This design comes from an exercise in tuning for small area, a short achievable clock period and few clock cycles on the open sky130 flow, not from production work.
Function not checked in this run: the RTL went through the layout flow alone.
Power figures rest on the tool's default switching activity, not on a simulated workload.

==> run.sh <==
#!/bin/bash
# synth_recipe.tcl (not shown) runs the flow's synth.tcl, then flattens the netlist and writes it again
# the make line also repeats each setting of config.mk as NAME=value (left out here)
make -C /OpenROAD-flow-scripts/flow DESIGN_CONFIG=/design/flow/config.mk WORK_HOME=/design/flow/orfs CLKGATE_MAP_FILE= SYNTH_SCRIPT=/design/flow/synth_recipe.tcl finish
==> constraint.sdc <==
create_clock -name core_clock -period 6.5 [get_ports {clk}]
set_input_delay 1.3000 -clock core_clock [delete_from_list [all_inputs] [get_ports {clk}]]
set_output_delay 1.3000 -clock core_clock [all_outputs]
set_load 0.01 [all_outputs]
==> design.v <==
`timescale 1ns/10ps
module  CONV(
	input				clk,
	input				reset,
	output logic		busy,	
	input				ready,	
	output logic [13:0]	iaddr,
	input  		 [7:0]	idata,	
	output logic		ioe,
	output logic		wen_L0,
	output logic		oe_L0,
	output logic [13:0]	addr_L0,
	output logic [11:0] w_data_L0,
	input  		 [11:0] r_data_L0,
	output logic 		wen_L1,
	output logic		oe_L1,
	output logic [11:0]	addr_L1,
	output logic [11:0]	w_data_L1,
	input  		 [11:0]	r_data_L1,
	output logic		oe_weight,
	output logic [15:0]	addr_weight,
	input  logic signed  [7:0]  r_data_weight,
	output logic		wen_L2,
	output logic [3:0]	addr_L2,
	output logic [31:0]	w_data_L2
	);
localparam IDLE = 3'd0;
localparam LAYER0 = 3'd1;
localparam LAYER1 = 3'd2;
localparam LAYER2 = 3'd3;
localparam W0 = 3'd4;
localparam W1 = 3'd5;
localparam W2 = 3'd6;
localparam FINISH = 3'd7;
reg [2:0] currentState, nextState;
reg [13:0] center;
reg [3:0] counter;
reg last_zeropad;
reg max_counter;
reg [5:0] max_addr_col, max_addr_row;
reg max_col, max_row;
reg signed [31:0] fc_temp, fc_temp2;
reg [12:0] fc_cnt;
reg [15:0] weight_addr;
reg [1:0] x,y;
reg signed [10:0] col1, col2, col3;
reg signed [12:0] convSum1, convSum2, convSum3;
wire signed [31:0] mul_result;
multiply u0(.clk(clk), .reset(reset), .a(r_data_weight), .b(r_data_L1), .ans(mul_result));
always @(posedge clk or posedge reset) begin
	if (reset) currentState <= IDLE;
	else currentState <= nextState;
end
always @(*) begin
	case (currentState)
		IDLE: nextState = (ready)? LAYER0 : IDLE;
		LAYER0: nextState = (counter == 4'd10)? W0 : LAYER0;
		W0: nextState = LAYER1;
		LAYER1: nextState = (max_counter)? W1 : LAYER1;
		W1: nextState = (center == 14'd16383)? LAYER2 : LAYER0;
		LAYER2: nextState = (fc_cnt == 13'd4102)? W2 : LAYER2;
		W2: nextState = (counter == 4'd9)? FINISH : LAYER2;
		FINISH: nextState = FINISH;
		default: nextState = IDLE;
	endcase
end
always @(*) begin
    case (y)
        0: begin
            col1 = ~(idata<<1)+1;
            col2 = 0;
            col3 = idata;
        end
        1: begin
            col1 = 0;
            col2 = idata;
            col3 = idata<<1;
        end
        2: begin
            col1 = idata;
            col2 = idata<<1;
            col3 = ~((idata<<1) + idata)+1;
        end
        default: begin
            col1 = 0;
            col2 = 0;
            col3 = 0;
        end
    endcase
end
always @(posedge clk or posedge reset) begin
	if (reset) begin
		busy <= 0;
		ioe <= 0;
		iaddr <= 0;
		wen_L0 <= 0;
		oe_L0 <= 0;
		addr_L0 <= 0;
		w_data_L0 <= 0;
		wen_L1 <= 0;
		oe_L1 <= 0;
		addr_L1 <= 0;
		w_data_L1 <= 0;
		oe_weight <= 0;
		addr_weight <= 0;
		wen_L2 <= 0 ;
		addr_L2 <= 0;
		w_data_L2 <= 0;
		center <= {7'd0, 7'd0};
		last_zeropad <= 0;
		counter <= 0;
		max_counter <= 0;
		max_col <= 0;
		max_row <= 0;
		max_addr_col <= 0;
		max_addr_row <= 0;
		fc_temp <= 0;
		fc_temp2 <= 0;
		fc_cnt <= 0;
		weight_addr <= 0;
        x <= 3;
        y <= 0;
        convSum1 <= 0;
        convSum2 <= 0;
        convSum3 <= 0; 
	end
	else begin
		case (currentState)
			LAYER0: begin
				busy <= 1;
				counter <= counter + 4'd1;
				ioe <= 1;
				wen_L0 <= 0;
				wen_L1 <= 0;
                case (counter)
                    2,3,5,6,8,9: y <= y + 1; 
                    1,4,7,10: begin
                        y <= 0;
                        x <= (center[6:0] != 0)? 2 : x + 1; 
                    end
                endcase
                case (x)
                    0: convSum1 <= (last_zeropad)? convSum1 : convSum1 + col1; 
                    1: begin
                        convSum1 <= (last_zeropad)? convSum1 : convSum1 + col2;
                        convSum2 <= (last_zeropad)? convSum2 : convSum2 + col1;
                    end
                    2: begin
                        convSum1 <= (last_zeropad)? convSum1 : convSum1 + col3;
                        convSum2 <= (last_zeropad)? convSum2 : convSum2 + col2;
                        convSum3 <= (last_zeropad)? convSum3 : convSum3 + col1;
                    end
                endcase
				case (counter)
					4'd1: last_zeropad <= (center[13:7]==7'd0 | center[6:0]==7'd0)? 1'd1 : 1'd0;
					4'd2: last_zeropad <= (center[6:0]==7'd0)? 1'd1: 1'd0;
					4'd3: last_zeropad <= (center[13:7]==7'd127 | center[6:0]==7'd0)? 1'd1 : 1'd0;
					4'd4: last_zeropad <= (center[13:7]==7'd0)? 1'd1: 1'd0 ;
					4'd5: last_zeropad <= 1'd0;
					4'd6: last_zeropad <= (center[13:7]==7'd127)? 1'd1 : 1'd0;
					4'd7: last_zeropad <= (center[13:7]==7'd0 | center[6:0]==7'd127)? 1'd1 : 1'd0;
					4'd8: last_zeropad <= (center[6:0]==7'd127)? 1'd1 : 1'd0;
					4'd9: last_zeropad <= (center[13:7]==7'd127 | center[6:0]==7'd127)? 1'd1 : 1'd0;
				endcase
				case (counter)
                    0,1,2: iaddr[6:0] <= center[6:0] - 7'd1;
                    3,4,5: iaddr[6:0] <= center[6:0];
                    6,7,8: iaddr[6:0] <= center[6:0] + 7'd1;
                endcase
                case (counter)
                    0,3,6: iaddr[13:7] <= center[13:7] - 7'd1;
                    1,4,7: iaddr[13:7] <= center[13:7];
                    2,5,8: iaddr[13:7] <= center[13:7] + 7'd1;
                endcase
			end
			W0: begin
				addr_L0 <= center;
				wen_L0 <= 1;
				w_data_L0 <= (convSum1[12])? 12'd0 : convSum1[11:0];			
			end
			LAYER1: begin
				oe_L0 <= 1;
				addr_L0 <= center;
				max_counter <= ~max_counter;
				if (max_row | max_col) begin
					oe_L1 <= 1;
					addr_L1 <= {max_addr_row, max_addr_col};
				end
			end
			W1: begin
				oe_L0 <= 0;
				oe_L1 <= 0;
				center <= center + 14'd1;
                x <= 3;
                convSum3 <= 0;
				if (center[6:0] == 7'd127) begin
					counter <= 0;
					max_row <= ~max_row;
                    convSum1 <= 0;
                    convSum2 <= 0; 
				end
				else begin
					counter <= 4'd6;
                    convSum1 <= convSum2;
                    convSum2 <= convSum3;
				end
				wen_L1 <= 1;
				addr_L1 <= {max_addr_row, max_addr_col};
				w_data_L1 <= (max_row | max_col)? (r_data_L0 > r_data_L1)? r_data_L0 : r_data_L1 : r_data_L0;
				max_col <= ~max_col;
				max_addr_col <= (max_col)? max_addr_col + 6'd1 : max_addr_col;
				max_addr_row <= (max_row && center[6:0] == 7'd127)? max_addr_row + 6'd1 : max_addr_row;
			end
			LAYER2: begin
				wen_L1 <= 0;
				fc_cnt <= fc_cnt + 13'd1;
				weight_addr <= weight_addr + 16'd1;
				oe_weight <= 1;
				oe_L1 <= 1;
				addr_L1 <= weight_addr[11:0];
				addr_weight <= weight_addr;
				if (fc_cnt > 6) begin
					fc_temp <= fc_temp + mul_result;
				end
			end
			W2: begin
				oe_weight <= 0;
				oe_L1 <= 0;
				wen_L2 <= 1;
				addr_L2 <= counter;
				w_data_L2 <= (fc_temp[31])? fc_temp>>>16 : fc_temp;
				fc_cnt <= 0;
				weight_addr <= weight_addr - 16'd7;
				counter <= counter + 4'd1;
				fc_temp <= 0;
			end
			FINISH: begin
				busy <= 0;
			end 
		endcase
	end
end
endmodule
module multiply (
	clk,
	reset,
	a,
	b,
	ans
);
parameter  MUL_WIDTH  = 13;
parameter  MUL_RESULT= 25;
input         clk;
input       reset;
input [7:0]     a;
input [11:0]    b;
output [31:0] ans;
wire [23:0] inv_add;
wire [7:0] inv_a;
reg                             msb;
reg                       msb_reg_0;
reg                       msb_reg_1;
reg                       msb_reg_2;
reg [MUL_WIDTH-1:0]       mul_a_reg,mul_a_reg1,mul_a_reg2,mul_a_reg3,mul_a_reg4;
reg [MUL_WIDTH-1:0]       mul_b_reg,mul_b_reg1,mul_b_reg2,mul_b_reg3,mul_b_reg4;
reg [MUL_RESULT-2:0]   stored0;
reg [MUL_RESULT-2:0]   stored1;
reg [MUL_RESULT-2:0]   stored2;
reg [MUL_RESULT-2:0]   stored3;
reg [MUL_RESULT-2:0]   stored4;
reg [MUL_RESULT-2:0]   stored5;
reg [MUL_RESULT-2:0]   stored6;
reg [MUL_RESULT-2:0]   stored7;
reg [MUL_RESULT-2:0]   stored8;
reg [MUL_RESULT-2:0]   stored9;
reg [MUL_RESULT-2:0]   stored10;
reg [MUL_RESULT-2:0]   stored11;
reg [MUL_RESULT-2:0]   out1,out2,out3;
reg [MUL_RESULT-2:0]   add1,add2,add3,add4,add5,add6;
reg [MUL_RESULT-2:0]   add;
assign inv_a = ~a + 8'd1;
always @(posedge clk or posedge reset) begin
	if (reset) begin
		stored0 <= 0;
		stored1 <= 0;
		stored2 <= 0;
		stored3 <= 0;
		stored4 <= 0;
		stored5 <= 0;
		stored6 <= 0;
		stored7 <= 0;
		stored8 <= 0;
		stored9 <= 0;
		stored10 <= 0;
		stored11 <= 0;
		mul_a_reg<=0;
		mul_a_reg1 <= 0;
		mul_a_reg2 <= 0;
		mul_a_reg3 <= 0;
		mul_a_reg4 <= 0;
		mul_b_reg<=0;
		mul_b_reg1 <= 0;
		mul_b_reg2 <= 0;
		mul_b_reg3 <= 0;
		mul_b_reg4 <= 0;
		add<=0;
		add1 <= 0;
		add2 <= 0;
		add3 <= 0;
		add4 <= 0;
		add5 <= 0;
		add6 <= 0;
		out1 <= 0;
		out2 <= 0;
		out3 <= 0; 
	end
	else begin
		mul_a_reg <= (a[7] == 0)? {5'b0,a} : {1'b1, {4'b0, inv_a}};
		mul_b_reg <= {1'b0, b};
		mul_a_reg1 <= mul_a_reg;
		mul_a_reg2 <= mul_a_reg1;
		mul_a_reg3 <= mul_a_reg2;
		mul_a_reg4 <= mul_a_reg3;
		mul_b_reg1 <= mul_b_reg;
		mul_b_reg2 <= mul_b_reg1;
		mul_b_reg3 <= mul_b_reg2;
		mul_b_reg4 <= mul_b_reg3;
		stored0 <= mul_b_reg[0]? {12'b0, mul_a_reg[11:0]} : 24'b0;
		stored1 <= mul_b_reg[1]? {11'b0, mul_a_reg[11:0], 1'b0} : 24'b0;
		stored2 <= mul_b_reg[2]? {10'b0, mul_a_reg[11:0], 2'b0} : 24'b0;
		stored3 <= mul_b_reg[3]? {9'b0, mul_a_reg[11:0], 3'b0} : 24'b0;
		stored4 <= mul_b_reg[4]? {8'b0, mul_a_reg[11:0], 4'b0} : 24'b0;
		stored5 <= mul_b_reg[5]? {7'b0, mul_a_reg[11:0], 5'b0} : 24'b0;
		stored6 <= mul_b_reg[6]? {6'b0, mul_a_reg[11:0], 6'b0} : 24'b0;
		stored7 <= mul_b_reg[7]? {5'b0, mul_a_reg[11:0], 7'b0} : 24'b0;
		stored8 <= mul_b_reg[8]? {4'b0, mul_a_reg[11:0], 8'b0} : 24'b0;
		stored9 <= mul_b_reg[9]? {3'b0, mul_a_reg[11:0], 9'b0} : 24'b0;
		stored10 <= mul_b_reg[10]? {2'b0, mul_a_reg[11:0], 10'b0} : 24'b0;
		stored11 <= mul_b_reg[11]? {1'b0, mul_a_reg[11:0], 11'b0} : 24'b0;
		add1 <= stored1 + stored0;
		add2 <= stored3 + stored2;
		add3 <= stored5 + stored4;
		add4 <= stored7 + stored6;
		add5 <= stored9 + stored8;
		add6 <= stored11 + stored10;
		out1 <= add1 + add2;
		out2 <= add3 + add4;
		out3 <= add5 + add6;
		add <= out1 + out2 + out3;
	end
end
assign inv_add = ~add+1;
assign ans = (mul_a_reg4==0 || mul_b_reg4==0)? 0 : (mul_a_reg4[12]==0)? {8'b0, add} : {{8{1'b1}}, inv_add};
endmodule
==> config.mk <==
export PLATFORM = sky130hd
export DESIGN_NAME = CONV
export DESIGN_NICKNAME = CONV
export VERILOG_FILES = /design/flow/design.v
export SDC_FILE = /design/flow/constraint.sdc
export NUM_CORES = 4
export LEC_CHECK = 0
export CAP_MARGIN = 20
export CORE_MARGIN = 2
export CORE_UTILIZATION = 40
export SLEW_MARGIN = 20
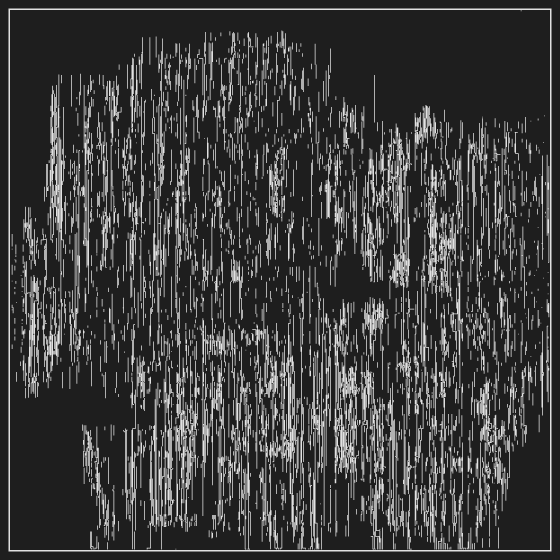
*M2 wires*
The layer carries 31.2 mm of wire. 2,731 nets have wire on it. The wires run mostly vertical. The layer holds 46% of the routed length. The longest straight run is 78.2 µm.

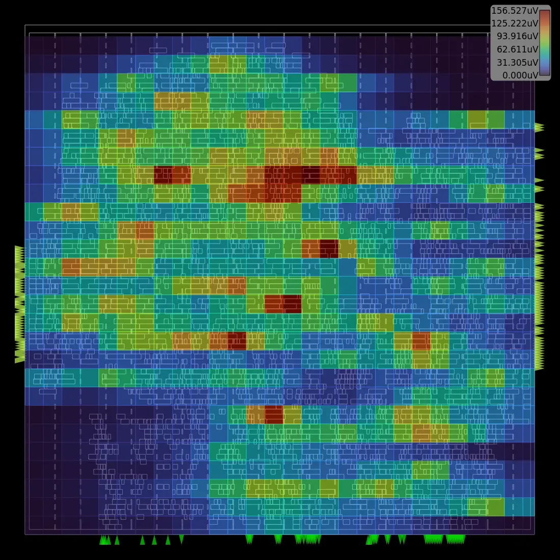
*Supply voltage drop heat map*
switching power: 2920 µW
Pwr Density: 294 nW/µm²
post-layout power: 10,200 µW
P_int: 7320 µW

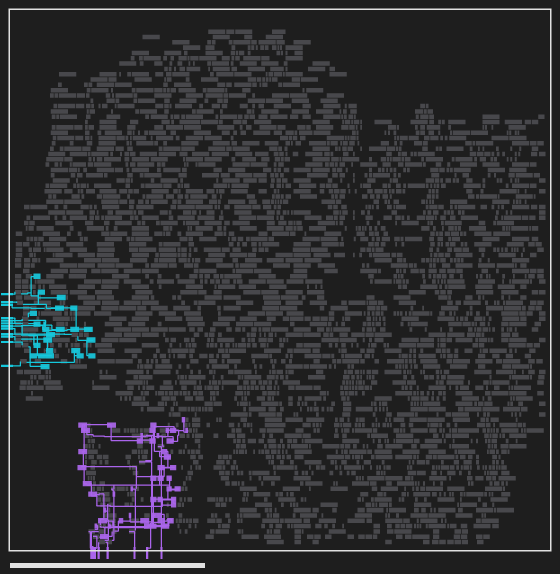
*I/O nets highlighted*
Scale bar: 100 µm.
Cyan is r_data_L0, direction input, end cells 24, buffers 12, wire 404 µm. Purple is idata, direction input, end cells 49, buffers 16, wire 916 µm.
IO Pins: 167
input/output buffers: 166

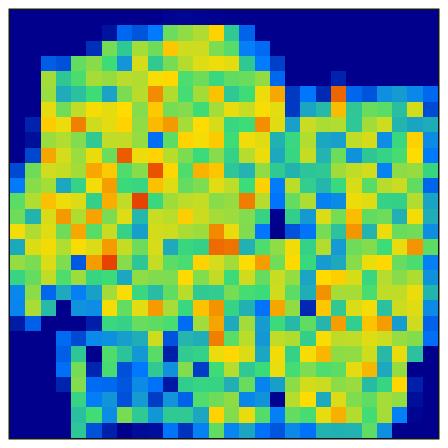
*Local utilization*
The die is cut into 28 by 28 equal tiles; dark blue is low, red is high, 0 to 100% covered.
17% of the tiles are nearly empty. The mean over all tiles is 44%. 9.1% of the tiles are over 75% full. The fullest tile reaches 93%.

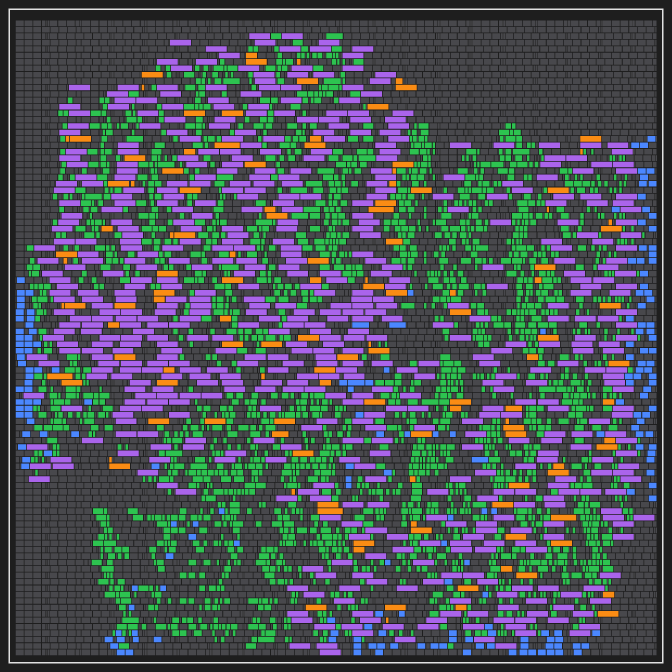
*Cell classes on the final placement*
Fill, decap, tap and diode cells in grey.
Blue is remaining buffers and delay cells, cells 197. Purple is registers, cells 587. Orange is clock drivers and dummy loads, cells 122. Green is remaining logic cells, cells 2,194.
Seq area share: 42.2%
core area: 73,200 µm²
final instance area: 34,800 µm²
Layout Utilization: 47.5%
std cell rows: 99

cells in the final DEF (no fill, tap or decap), drive strengths merged, types with 19 or more instances in the layout:
cell type	count
xor2	95
o21bai	47
clkbuf	97
o31ai	20
a31oi	19
clkdlybuf4s50	166
o21ai	205
nand2b	30
inv	160
and2	105
ha	224
a21o	72
nor3	40
nand2	291
a21oi	211
mux2i	38
buf	31
fa	22
xnor2	133
dfrtp	585
nor2	148
nor2b	29
nand3	89
and3	25
Yosys cell counts, types with 22 or more instances:
cell / count / share of area [%]
nor3_1: 40 / 0.67
nand2_1: 291 / 3.7
nor2_1: 147 / 1.9
ha_1: 224 / 9.4
mux2i_1: 38 / 1.3
nor2b_1: 29 / 0.61
nand3_1: 89 / 1.5
and3_1: 25 / 0.53
xor2_1: 95 / 2.8
o21ai_0: 199 / 3.4
nand2b_1: 30 / 0.63
dfrtp_1: 585 / 49
a21oi_1: 211 / 3.6
and2_1: 105 / 2.2
inv_1: 155 / 2.0
o21bai_1: 47 / 1.2
a21o_1: 72 / 1.8
xnor2_1: 133 / 3.9
fa_1: 22 / 1.5
clkbuf_1: 92 / 1.2
final timing paths:
kind	to	depth (start not counted)	slack, ps	from
max	convSum1[12]	22	800	idata[1]
min in group asynchronous	addr_L1[3]	2	1260	reset
min reg2reg	u0.mul_b_reg4[8]	0	340	u0.mul_b_reg3[8]
max in group asynchronous	u0.stored4[7]	3	4000	reset
min	u0.mul_b_reg4[8]	0	340	u0.mul_b_reg3[8]
max reg2reg	fc_temp[25]	18	1790	u0.add[0]
layer usage:
layer  wire length (µm)  up-vias  part of all wire [%]  GRT usage [%]
met5                  0        -                     0              0
met1              32300    10200                    47           25.0
met3               3240       94                   4.8           3.01
met4               1280        0                   1.9           4.82
met2              31200      456                    46           29.4
li1                   -    10300                     -              -
final cells by class:
| type | count | area, µm² |
|---|---|---|
| Clock buffer | 97 | 2030 |
| Clock inverter | 25 | 317 |
| Fill cell | 6615 | 38400 |
| Inverter | 156 | 589 |
| Multi-Input combinational cell | 2038 | 14000 |
| Sequential cell | 587 | 14700 |
| Tap cell | 959 | 1200 |
| Timing Repair Buffer | 197 | 1940 |
power groups by stage:
stage               registers [µW]  clock network, µW  logic [µW]
floorplan                     4290                  0        1540
global placement              4380                  0        1960
detailed placement            4390                  0        1990
CTS                           4330               4040        2010
global route                  4370               4190        2290
finish                        4320               3930        1980
==> summary.txt <==
Worst setup path
  – Highest-delay cell along the critical path: clkdlybuf4s50_1
  – Crit path max-delay family: compound AO/OA/AOI/OAI gates
  – CP required: 6950 ps
  – Crit-path cells: clkdlybuf4s50_1, ha_1, inv_1, fa_1, nor2b_1, o21ai_1, a21o_1, a311oi_2, or3b_1, xor2_1, xnor2_1, nand3_1, a31oi_1, ha_1, and2_1, o21ai_0, o311ai_0, a21o_1, a21o_1, and3_1, o21ai_0, nand3b_1
  – Crit path buffers/inverters: 2
  – Crit start category: input port
  – CP max stage delay: 500 ps
  – Crit. End Element: register
  – WP data arrival: 6150 ps
  – Cell mode on critical path: a21o_1
  – Crit path kind: input port to register
  – Crit path max fanout: 4

Logic synthesis
  – Syn Nets: 3,176
  – Post-Synth Simple-Gate Area: 13.3%
  – Cell Area, Synth: 29,700 µm²
  – Mux contribution to synthesized area: 1.93%
  – Compound-gate portion of the synthesized area: 14.3%
  – Post-Syn Area per Cell: 10.3 µm²
  – Adder-cell area share of the yosys netlist: 10.9%
  – Async SR Flop Fraction: 100%
  – Register area share after synthesis: 49.5%
  – Post-synthesis cell count: 2,887
  – EDFF count, synth: 0
  – Fraction of synthesized cell area in xor and xnor cells: 6.73%
  – Post-synth top flop: dfrtp_1
  – Largest family of logic cells by synthesized area: compound AO/OA/AOI/OAI gates
  – Number of library cell types mapped by synthesis: 75
  – Warnings from Yosys: 2
  – Register bit total from synthesis: 587

Placement
  – Detailed Place HPWL: 49,600 µm
  – Final GP Congestion: 0.865
  – Setup WS pre-CTS: 239 ps
  – Inst Count DP: 3,937
  – DP Area: 32,400 µm²

GRT
  – Global-route wire length before repair: 113,000 µm
  – Largest net degree at the start of global routing: 146
  – Total grt overflow: 0
  – Vias in the first global route: 21,400
  – Initial antenna violation count: 1
  – Tot GR Track Use: 18.1%

Floorplanning
  – Initial Util: 40.5%
  – Die area: 76,300 µm²
  – Die Width: 276 µm
  – Die Ht: 276 µm

Cells and area
  – Share of cells above drive strength 1: 6.26%
  – Syn-to-layout area delta: 17.3%
  – Fin cells: 4,059
  – Biggest regs: fc_temp (32), w_data_L2 (32), u0.add (22)
  – NumNets Final: 3,336
  – Diodes inserted: 0

Route
  – Drt total wl: 68,000 µm
  – Drt initial violations: 1,228
  – Post-DR vias/cell: 5.18
  – DRC violations left: 0
  – Vias: 21,000
  – Antenna-violating nets left: 0
  – Initial DRT Pass Iterations: 5
  – Post-DR wirelength/cell: 16.8 µm

STA
  – Final hold vios: 0
  – Worst Skew: 39.4 ps
  – Max Freq: 0.175 GHz
  – Worst Hold Margin: 336 ps
  – Final setup violation count: 0
  – Max transition margin: 28.1%
  – Slew Limit Fails: 0
  – Fin worst setup slack: 799 ps
  – Period utilization: 87.7%
  – Worst-margin pin slew: 1080 ps
  – RSZ-0062 raised after global routing: no
  – Tmin final: 5700 ps
  – Setup_tns: 0 ps

CTS
  – Hold buffers post-CTS: 0
  – Setup repair bufs after CTS: 0
  – Root buf cell: clkbuf_16
  – Clock transition at the registers of the reported paths: 60 ps
  – CTS tree: done
  – Clock tree buffer depth: 3
  – H-tree levels: 3
  – Num CTS Buffers: 67
  – Clock sinks: 587
  – PostCTS Resize Cnt: 0
  – Latest clock arrival within the worst-skew pair: 610 ps

Power and ir drop
  – Worst IR Drop VDD: 182 µV
  – Combinational Power Share: 19.4%
  – Sw frac: 28.5%
  – Pleak: 0.0166 µW
  – Clk pwr share: 38.4%
  – Register share of total power: 42.2%

Run
  – MaxCap Viol Count: 0

Run status
  – Result of the run: no timing/DRC/antenna violations

Min path
  – Hold WC Path Type: register to register

## what the ideal ports hide
The results above use ideal ports. As a check the final layout listed here was re-extracted and re-timed, cells and wires unchanged. Step 1 sets driving cells, clkbuf_16 on the clock port and buf_2 on the other inputs (assumed; they add their load-dependent delay and slew). Step 2 also shifts input and output timing later by t, the mid clock arrival at the registers, as if the neighbouring blocks saw the same clock. a / b / c = ideal / step 1 / step 2; a / b = the first two.
shift t [ns]: 0.655
slack for setup (ns): 0.799 / 0.832 / 0.178
cell pins on the clock port's net: 1
After both steps this run still meets setup and hold. For this run, drivers alone change the setup slack by +0.033 ns; drivers and shift together by -0.621 ns.
